Source: an optimization exercise on an open RTL-to-GDS flow (aim: small area and a short achievable clock period). Production flows keep margins and buffers that such runs may drop.
Function was checked by simulation only, so behaviour that the tests miss may differ from the original.
Some runs may be left out. An edit can pass the tests and still lose a function that they never use.

`design.v`:
```
`timescale 1ns / 1ps
module Init_InvSQRoot(
    input wire [31:0] DataIn,
    input wire clk,
    input wire rst,
    input wire ce,
    output reg [31:0] DataOut,
    output reg [31:0] Half_DataIN,
    output reg ce_out
    );
reg [31:0] Half_DataIN_nxt;
reg [31:0] DataOut_nxt;
reg ce_out_nxt;
localparam  MAGIC = 32'h5f3759df;
always@ (posedge clk) begin
    if(rst) begin
        DataOut <= 0;
        Half_DataIN <= 0;
        ce_out <= 0;
        ce_out_nxt <= 1;
        end
    else if(!ce_out) begin
        DataOut <= DataOut_nxt;
        Half_DataIN <= Half_DataIN_nxt;
        ce_out <= ce;
        end
    else begin
        DataOut <= DataOut_nxt;
        Half_DataIN <= Half_DataIN_nxt;
        ce_out <= ce;
        end
    end
always@* begin
    Half_DataIN_nxt = {1'b0, DataIn[30:23] - 8'b0000_0001, DataIn[22:0]};  
    DataOut_nxt = MAGIC - (DataIn >> 1);  
end
endmodule
`timescale 1ns / 1ps
module Multiplication(
    input wire clk,
    input wire rst,
    input wire ce,
    input wire [31:0] Number_1,
    input wire [31:0] Number_2,
    output reg [31:0] Product,
    output reg [31:0] Init_data,
    output reg Valid,
    output reg ce_out
);
reg [47:0] M_Square, M_Square_nxt;
reg [31:0] Product_nxt, Init_temp;
reg [7:0]  E_Square, E_Square_nxt;
reg ce_out_nxt;
localparam Sign = 1'b0;
always@ (posedge clk) begin
    if(rst) begin
        Product <= 0;
        ce_out_nxt <= 0;
        ce_out <= 0;
        end
    else if(!ce_out) begin
        Product  <= Product_nxt;
        E_Square <= E_Square_nxt;
        M_Square <= M_Square_nxt;
        Init_temp <= Number_1;
        Init_data <= Init_temp;
        ce_out_nxt <= ce;
        ce_out <= ce_out_nxt;
        end
    else begin
        Product  <= Product_nxt;
        E_Square <= E_Square_nxt;
        M_Square <= M_Square_nxt;
        Init_temp <= Number_1;
        Init_data <= Init_temp;
        ce_out_nxt <= ce;
        ce_out <= ce_out_nxt;
        end
    end
always@* begin 
    E_Square_nxt = Number_1[30:23] + Number_2[30:23] - 127;             
    M_Square_nxt = ( {1'b1, Number_1[22:0]} * {1'b1, Number_2[22:0]} ); 
    Product_nxt = {Sign, E_Square + M_Square[47], ( M_Square[47] ? M_Square[46:24] : M_Square[45:23] )};     
    if(ce_out) Valid = 1'b1;
    else Valid = 1'b0;
end
endmodule
`timescale 1ns / 1ps
module Substraction(
    input wire clk,
    input wire rst,
    input wire ce,
    input wire [31:0] NumB,
    input wire [31:0] Init,
    output reg [31:0] NumOut,
    output reg [31:0] Init_data,
    output reg ce_out
);
reg [31:0] NumOut_nxt, Init_temp, Init_temp1;
reg [23:0] Sub_mantissa, Sub_mantissa_nxt, M_Norm, M_Norm_nxt;
reg [7:0]  E_Norm, E_Norm_nxt;
reg ce_nxt, ce_out_nxt;
integer i;
localparam OneAndHalf = {1'b0, 8'b01111111, 23'b10000000000000000000000};
localparam E_max = 8'b01111111;
localparam Sign = 1'b0;
always@ (posedge clk) begin
    if(rst) begin
        NumOut <= 0;
        ce_nxt <= 0;
        ce_out_nxt <= 0;
        ce_out <= 0;
        end
    else if(!ce_out) begin
        NumOut <= NumOut_nxt;
        Sub_mantissa <= Sub_mantissa_nxt;
        M_Norm <= M_Norm_nxt;
        E_Norm <= E_Norm_nxt;
        Init_temp  <= Init;
        Init_temp1 <= Init_temp;
        Init_data  <= Init_temp1;
        ce_nxt <= ce;
        ce_out_nxt <= ce_nxt;
        ce_out <= ce_out_nxt;
        end
    else begin
        NumOut <= NumOut_nxt;
        Sub_mantissa <= Sub_mantissa_nxt;
        M_Norm <= M_Norm_nxt;
        E_Norm <= E_Norm_nxt;
        Init_temp  <= Init;
        Init_temp1 <= Init_temp;
        Init_data  <= Init_temp1;
        ce_nxt <= ce;
        ce_out_nxt <= ce_nxt;
        ce_out <= ce_out_nxt;
        end
    end
always@* begin
    Sub_mantissa_nxt = ( {1'b1, OneAndHalf[22:0]} ) - ( {1'b1, NumB[22:0]} >> (OneAndHalf[30:23] - NumB[30:23]) );  
    M_Norm_nxt = Sub_mantissa << 24;
    E_Norm_nxt = E_max - 23;
    for (i = 1; i <= 23; i = i + 1)
        if (Sub_mantissa[i] == 1) begin M_Norm_nxt = Sub_mantissa << (24 - i); E_Norm_nxt = E_max - (23 - i); end
    NumOut_nxt = {Sign, E_Norm, M_Norm[23:1]};
    end
endmodule
`timescale 1ns / 1ps
module NewtonApprox(
    input wire clk,
    input wire rst,
    input wire ce,
    input wire [31:0] Data_in1,
    input wire [31:0] Data_in2,
    output wire [31:0] Data_out,
    output wire Valid
    );
wire [31:0] InitData_1, InitData_2, InitData_3, Data_mul_square, Data_mul_by_1_5, Data_sub, Data_result;
wire ce_1, ce_2, ce_3;
Multiplication Multiplication_x2_y(
    .clk(clk),
    .rst(rst),
    .ce(ce),
    .Number_1(Data_in1),
    .Number_2(Data_in2),
    .Product(Data_mul_by_1_5),
    .Init_data(InitData_1),
    .Valid(),
    .ce_out(ce_1)
    );
Multiplication Multiplication_x2y_y(
    .clk(clk),
    .rst(rst),
    .ce(ce_1),
    .Number_1(InitData_1),
    .Number_2(Data_mul_by_1_5),
    .Product(Data_mul_square),
    .Init_data(InitData_2),
    .Valid(),
    .ce_out(ce_2)
    );
Substraction Substraction(
    .clk(clk),
    .rst(rst),
    .ce(ce_2),
    .NumB(Data_mul_square),
    .Init(InitData_2),
    .NumOut(Data_sub),
    .Init_data(InitData_3),
    .ce_out(ce_3)
    );
Multiplication Multiplication_y_by_rest(
    .clk(clk),
    .rst(rst),
    .ce(ce_3),
    .Number_1(InitData_3),
    .Number_2(Data_sub),
    .Product(Data_result),
    .Init_data(),
    .Valid(Valid),
    .ce_out()
    );
assign Data_out = Data_result;
endmodule
`timescale 1ns / 1ps
module InvertSQRoot(
    input wire clk,
    input wire rst,
    input wire ce,
    input wire [31:0] DataIn,
    output reg [31:0] DataOut,
    output reg DataValid
    );
wire [31:0] InitData, Half_DataIN, Data_result;
wire Valid, ce_1;
Init_InvSQRoot Init_InvSQRoot(
    .clk(clk),
    .rst(rst),
    .ce(ce),
    .DataIn(DataIn),
    .DataOut(InitData),
    .Half_DataIN(Half_DataIN),
    .ce_out(ce_1)
    );
NewtonApprox NewtonApprox_1(
    .clk(clk),
    .rst(rst),
    .ce(ce_1),
    .Data_in1(InitData),
    .Data_in2(Half_DataIN),
    .Data_out(Data_result),
    .Valid(Valid)
    );
always@ (posedge clk) begin
    if(rst) begin
        DataValid <= 1'b0;
        end
    else if(!Valid) begin
        DataOut <= DataOut;
        DataValid <= Valid;
        end
    else begin
        DataOut  <= Data_result;
        DataValid <= Valid;
        end
    end
endmodule
```
`run.sh`:
```
#!/bin/bash
# synth_recipe.tcl (not shown) runs the flow's synth.tcl, then flattens the netlist and writes it again
# the make line also repeats each setting of config.mk as NAME=value (left out here)
make -C /OpenROAD-flow-scripts/flow DESIGN_CONFIG=/design/flow/config.mk WORK_HOME=/design/flow/orfs CLKGATE_MAP_FILE= SYNTH_SCRIPT=/design/flow/synth_recipe.tcl finish
```
`constraint.sdc`:
```
create_clock -name core_clock -period 8.0 [get_ports {clk}]
set_input_delay 1.6000 -clock core_clock [delete_from_list [all_inputs] [get_ports {clk}]]
set_output_delay 1.6000 -clock core_clock [all_outputs]
set_load 0.01 [all_outputs]
```
`config.mk`:
```
export PLATFORM = sky130hd
export DESIGN_NAME = InvertSQRoot
export DESIGN_NICKNAME = InvertSQRoot
export VERILOG_FILES = /design/flow/design.v
export SDC_FILE = /design/flow/constraint.sdc
export NUM_CORES = 4
export LEC_CHECK = 0
export CAP_MARGIN = 20
export CORE_MARGIN = 2
export CORE_UTILIZATION = 40
export SLEW_MARGIN = 20
```
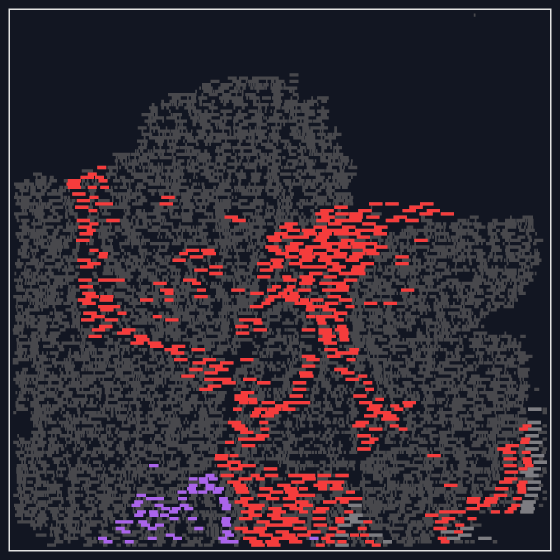
Run 1: flops by top-level scope
- `NewtonApprox_1`: red (placed flops 499)
- `Init_InvSQRoot`: purple (placed flops 62)
final core utilization: 0.437
die area: 197000 um^2
final cell count without fillers: 10500

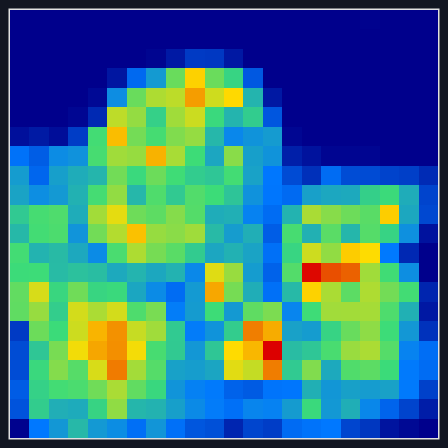
Run 1: signal metal coverage by tile
22 x 22 tiles, from dark blue (low) to red (high), scaled to the fullest tile. Values are wire area over tile area, all layers added.
- emptiest ninth of the die: top right
- mean over tiles: 0.16
- tiles over half the peak: 30%
- fullest tile: 0.50
- densest ninth of the die: bottom left
- nearly empty tiles: 25%
Tot GR Track Use: 0.208
wire per inst: 19.0 um
DR vias: 52700
Routed WL: 200 mm

==> flow_summary_export.csv, run 1 <==
group,metric,value,unit
outcome,status,"complete, no violations",
timing,worst_hold_slack,393,ps
setup_path,crit_path_start,"NewtonApprox_1.Substraction.NumOut[10]",
final_layout,final_cell_mix,"1786 x inv_1, 1446 x fa_1, 918 x nand2_1",
final_layout,inv_count,1800,
routing,wl_met2,97.7,mm
timing,rsz0062_at_grt,"no",
timing,clock_skew,43.6,ps
synthesis,synthMostInstantiatedCell,"inv_1",
setup_path,rrSetupSlack,290,ps
global_route,grt_pass1_wl,322,mm
placed_design,placed_cells,10400,
synthesis,ys_seq_elements,593,
final_layout,fin_nets,9942,
clock_network,ctsResizeCount,0,
synthesis,synth_fp_nets,9920,
synthesis,ys_top_cells_by_area,"fa_1 37%, edfxtp_1 16%, ha_1 8.9%",
global_route,top_usage_layer,"met2",
synthesis,synth-seq-area-share,0.205,
floorplanning,taps,2526,
synthesis,synth_top_area_share,0.375,
final_layout,buffers_excl_clock,356,
synthesis,synth_edf_count,399,
synthesis,synth_mux_area_frac,0.0155,
timing,setup_viol,0,
global_route,grtUsageMet3,0.0289,
setup_path,path_delay_family,"adder cells",
routing,ant_nets,0,
synthesis,synth-compound-area-share,0.0482,
timing,worst_pin_slew,1040,ps
min_path,hp-class,"reg2reg",
synthesis,netlist_instances,7890,
placed_design,pre_cts_ws,121,ps
synthesis,synth_top_flop_cell,"edfxtp_1",
routing,wl_met1,84.9,mm
clock_network,cts-root-buf,"clkbuf_16",
clock_network,cts.sinks,593,
final_layout,final_cell_area,84100,um^2
setup_path,worst_path_max_delay_cell,"dfxtp_1",
clock_network,path_clk_slew,60,ps
clock_network,cts_buffers,66,
min_path,whs_path_depth,0,
setup_path,worst_ep_required_time,8370,ps
synthesis,synth_top_family_by_area,"adder cells",
final_layout,multi_input_area_share,0.632,
final_layout,area_growth_syn_to_layout,8.79,%
timing,post-route-period-util,0.964,
timing,fin_setup_tns,0,ps
routing,dr.pass1.iters,6,
global_route,grt_max_degree,150,
timing,min_period,7710,ps
synthesis,synthXorXnorAreaFrac,0.0172,
final_layout,fillers,18500,
routing,met3_length,10.8,mm
final_layout,multi_input_cells,5095,
placed_design,placed_area,81800,um^2
setup_path,crit_type,"reg2reg",
floorplanning,die_x,444,um
global_route,grt_pass1_vias,57500,
final_layout,sh_seq_area,0.189,
clock_network,tritoncts,"built",
setup_path,critPathMaxStageDelay,790,ps
synthesis,yosys.area.top_type,"fa_1",
setup_path,cp-start-kind,"flop",
synthesis,ys_types,95,
global_route,antenna_found_initial,3,
synthesis,synthAdderAreaFrac,0.463,
synthesis,synth_area,77300,um^2
setup_path,worstPathArrival,8080,ps
clock_network,hold_buffers,0,
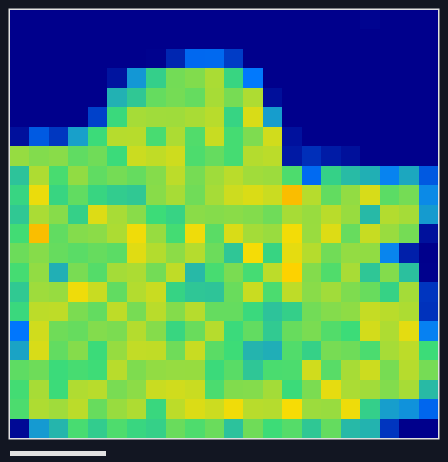
Run 1: cell density map
The bar under the picture is 100 um long. 22 x 22 tiles, from dark blue (low) to red (high), 0 to 100% covered.
- tiles over 75% full: 0.60%
- emptiest ninth of the die: top right
- fullest tile: 79%
- mean over tiles: 41%
Core ar.: 192000 um^2
Initial Util: 0.402

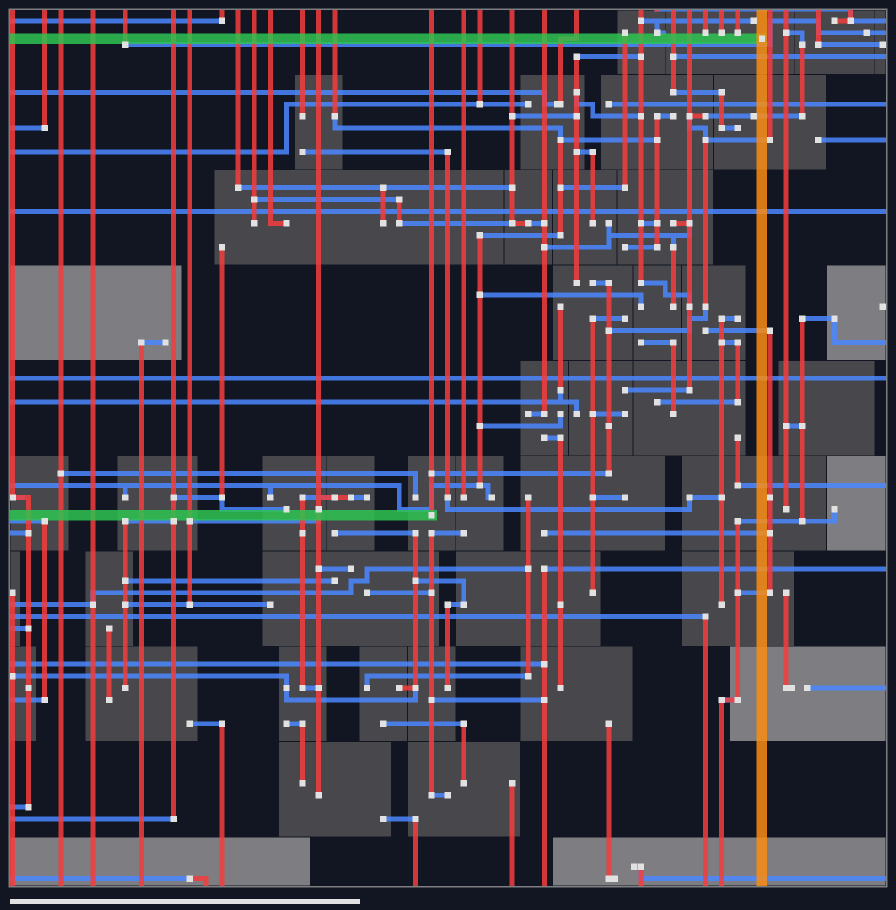
Run 1: close-up of the layout
The bar under the picture is 10 um long. Region (209, 121) to (234, 146) um. Cells in gray, sequential cells in the stronger gray; small squares are vias.
- metal 4: orange
- metal 2: red
- metal 1: blue
- metal 3: green
- sequential cells in the window: 2
- most frequent: nor2_1 (9), nand2_1 (4), xnor2_1 (4)
- netlist names of flops here include: `NewtonApprox_1.Substraction.Sub_mantissa` (2)
- cells with their middle in the window: 40

==> run 2: too many edits to list; what changed since run 1 <==
design.v: 247 -> 8209 lines; modules unchanged: 0
  InvertSQRoot: edited, 42 -> 8205 lines
  FA: new, 4 lines
  removed: Init_InvSQRoot, Multiplication, Substraction, NewtonApprox
==> module FA as of run 2 <==
module FA(input wire a, input wire b, input wire c, output wire s, output wire co);
assign s = a ^ b ^ c;
assign co = (a & b) | (a & c) | (b & c);
endmodule
--- a/config.mk
+++ b/config.mk
@@ -6,6 +6,9 @@
 export NUM_CORES = 4
 export LEC_CHECK = 0
+export ABC_CLOCK_PERIOD_IN_PS = 4000
 export CAP_MARGIN = 20
 export CORE_MARGIN = 2
 export CORE_UTILIZATION = 40
+export SETUP_SLACK_MARGIN = 4.0
 export SLEW_MARGIN = 20
+export SYNTH_HIERARCHICAL = 1
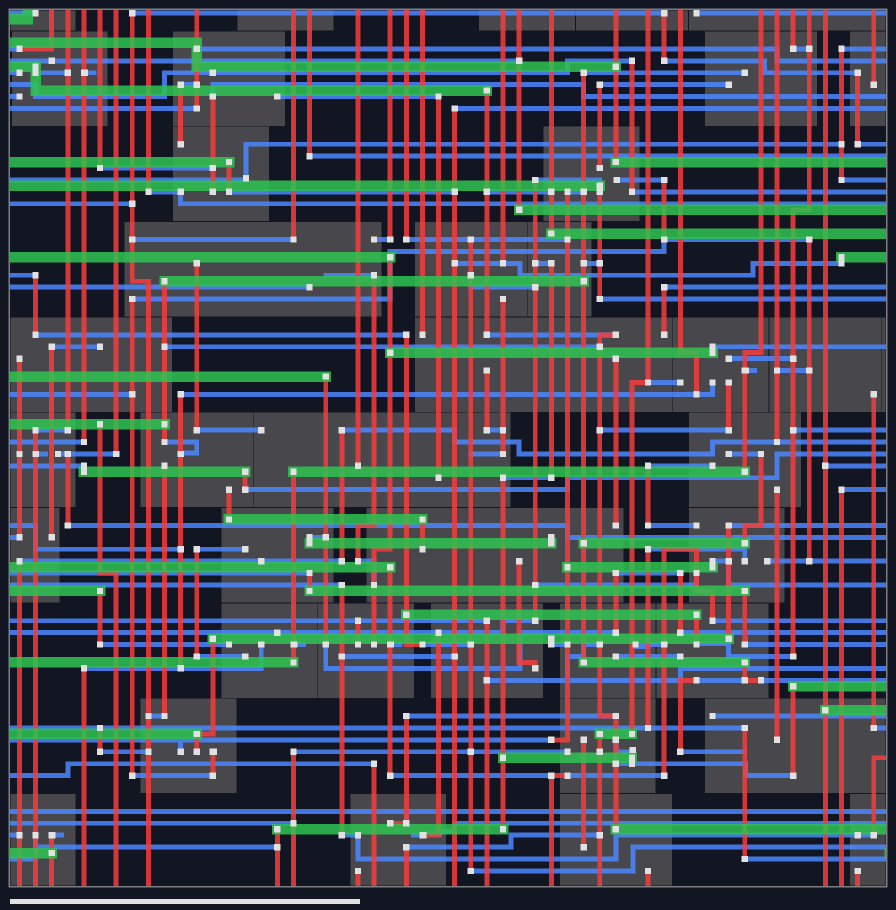
Run 2: close-up of the layout
The bar under the picture is 10 um long. Region (172, 98) to (197, 123) um. Cells in gray, sequential cells in the stronger gray; small squares are vias.
- metal 1: blue
- metal 2: red
- metal 3: green
- sequential cells in the window: 0
- most frequent: a22oi_1 (13), xnor2_1 (10), fa_1 (6)
- cells with their middle in the window: 30

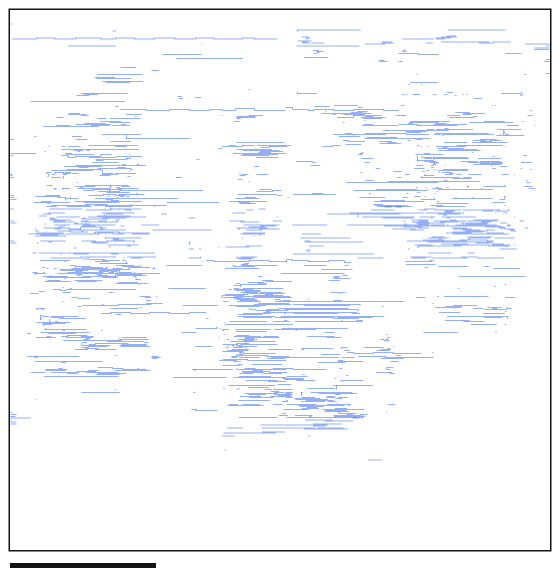
Run 2: M3 wires
The bar under the picture is 100 um long.
- share of all routed wire: 9.4%
- wire length on this layer: 14500 um
- main direction: horizontal
- longest straight run: 88.3 um
- nets with wire on the layer: 404
M3 GR Usage: 0.0501
Routed WL: 155 mm
DR vias: 38500

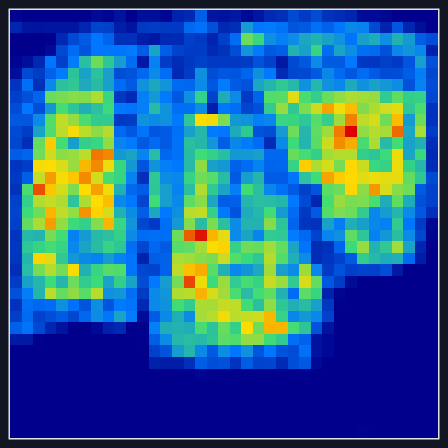
Run 2: signal metal coverage by tile
37 x 37 tiles, from dark blue (low) to red (high), scaled to the fullest tile. Values are wire area over tile area, all layers added.
- nearly empty tiles: 27%
- tiles over half the peak: 19%
- mean over tiles: 0.19
- emptiest ninth of the die: bottom right
- fullest tile: 0.73
wire per inst: 23.5 um
Tot GR Track Use: 0.226

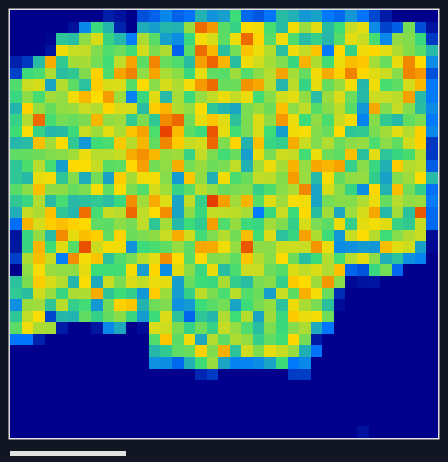
Run 2: cell density map
The bar under the picture is 100 um long. 37 x 37 tiles, from dark blue (low) to red (high), 0 to 100% covered.
- tiles over 75% full: 11%
- nearly empty tiles: 26%
- fullest tile: 93%
- emptiest ninth of the die: bottom right
- mean over tiles: 42%
final core utilization: 0.450
Core ar.: 132000 um^2

==> run 2 against run 1 <==
  * Synthesized area decreased by 31%
  * Setup slack better by 3700 ps
  * Count of clock-buffer cells in the layout is 2 lower
  * Maximum frequency grew 93%
==> flow_summary_export.csv, run 2 <==
group,metric,value,unit
floorplanning,dieArea,136000,um^2
placed_design,placed_cells,6452,
floorplanning,start_util,0.404,
synthesis,synth_top_flop_cell,"dfxtp_1",
synthesis,ys_types,81,
routing,wl_met2,72.1,mm
synthesis,synth_mux_area_frac,0.00648,
clock_network,cts_buffers,72,
routing,met3_length,14.5,mm
timing,setup_viol,0,
synthesis,synth_top_family_by_area,"adder cells",
clock_network,hold_buffers,0,
outcome,status,"complete, no violations",
synthesis,synthAdderAreaFrac,0.356,
clock_network,cts-root-buf,"clkbuf_16",
synthesis,synth-compound-area-share,0.162,
final_layout,final_cell_mix,"806 x xnor2_1, 772 x a22oi_1, 770 x fa_1",
timing,clock_skew,40.3,ps
final_layout,fillers,12300,
timing,min_period,3990,ps
setup_path,rrSetupSlack,4010,ps
clock_network,path_clk_slew,80,ps
setup_path,cp-start-kind,"flop",
global_route,grt_pass1_wl,240,mm
min_path,hp-class,"reg2reg",
synthesis,synth_edf_count,0,
final_layout,sh_seq_area,0.215,
final_layout,fin_nets,5896,
timing,rsz0062_at_grt,"yes",
timing,worst_hold_slack,304,ps
final_layout,multi_input_area_share,0.659,
routing,dr.pass1.iters,6,
setup_path,crit_path_start,"n1910_r1",
clock_network,tritoncts,"built",
setup_path,worst_path_max_delay_cell,"fa_1",
final_layout,inv_count,157,
final_layout,multi_input_cells,3682,
setup_path,crit_type,"reg2reg",
global_route,grt_max_degree,38,
synthesis,synth_fp_nets,5998,
clock_network,cts.sinks,634,
floorplanning,taps,1755,
setup_path,path_delay_family,"compound AO/OA/AOI/OAI gates",
placed_design,placed_area,56000,um^2
synthesis,ys_seq_elements,634,
final_layout,area_growth_syn_to_layout,11.2,%
synthesis,synth-seq-area-share,0.238,
final_layout,final_cell_area,59300,um^2
routing,ant_nets,0,
synthesis,synth_area,53300,um^2
synthesis,synthMostInstantiatedCell,"xnor2_1",
synthesis,synth_top_area_share,0.290,

==> afterwards: timing with drivers on the ports <==
The flow's constraints put no driver on any port. The routed layouts listed below were extracted and timed again, unchanged, in two steps.
Step 1 sets driving cells, clkbuf_16 on the clock port and buf_2 on the other inputs (assumed; they add their load-dependent delay and slew).
Step 2 adds t to the input delays and takes it off the output delays; t is the mean of the earliest and latest rising clock arrival at the registers after step 1. Input paths then give back, and output paths get back, about the clock's delay inside the block.
Three values: no drivers, after step 1, after step 2; two values: the first two.
run	t, ns	setup slack, ns	worst setup path after step 2
run 1	0.695	0.288 / 0.288 / 0.288	register to register
run 2	0.718	4.012 / 4.012 / 3.917	input to register
After both steps setup and hold are still met in every run listed. For run 2, which loses most, drivers alone change the setup slack by 0.000 ns; drivers and shift together by -0.095 ns.
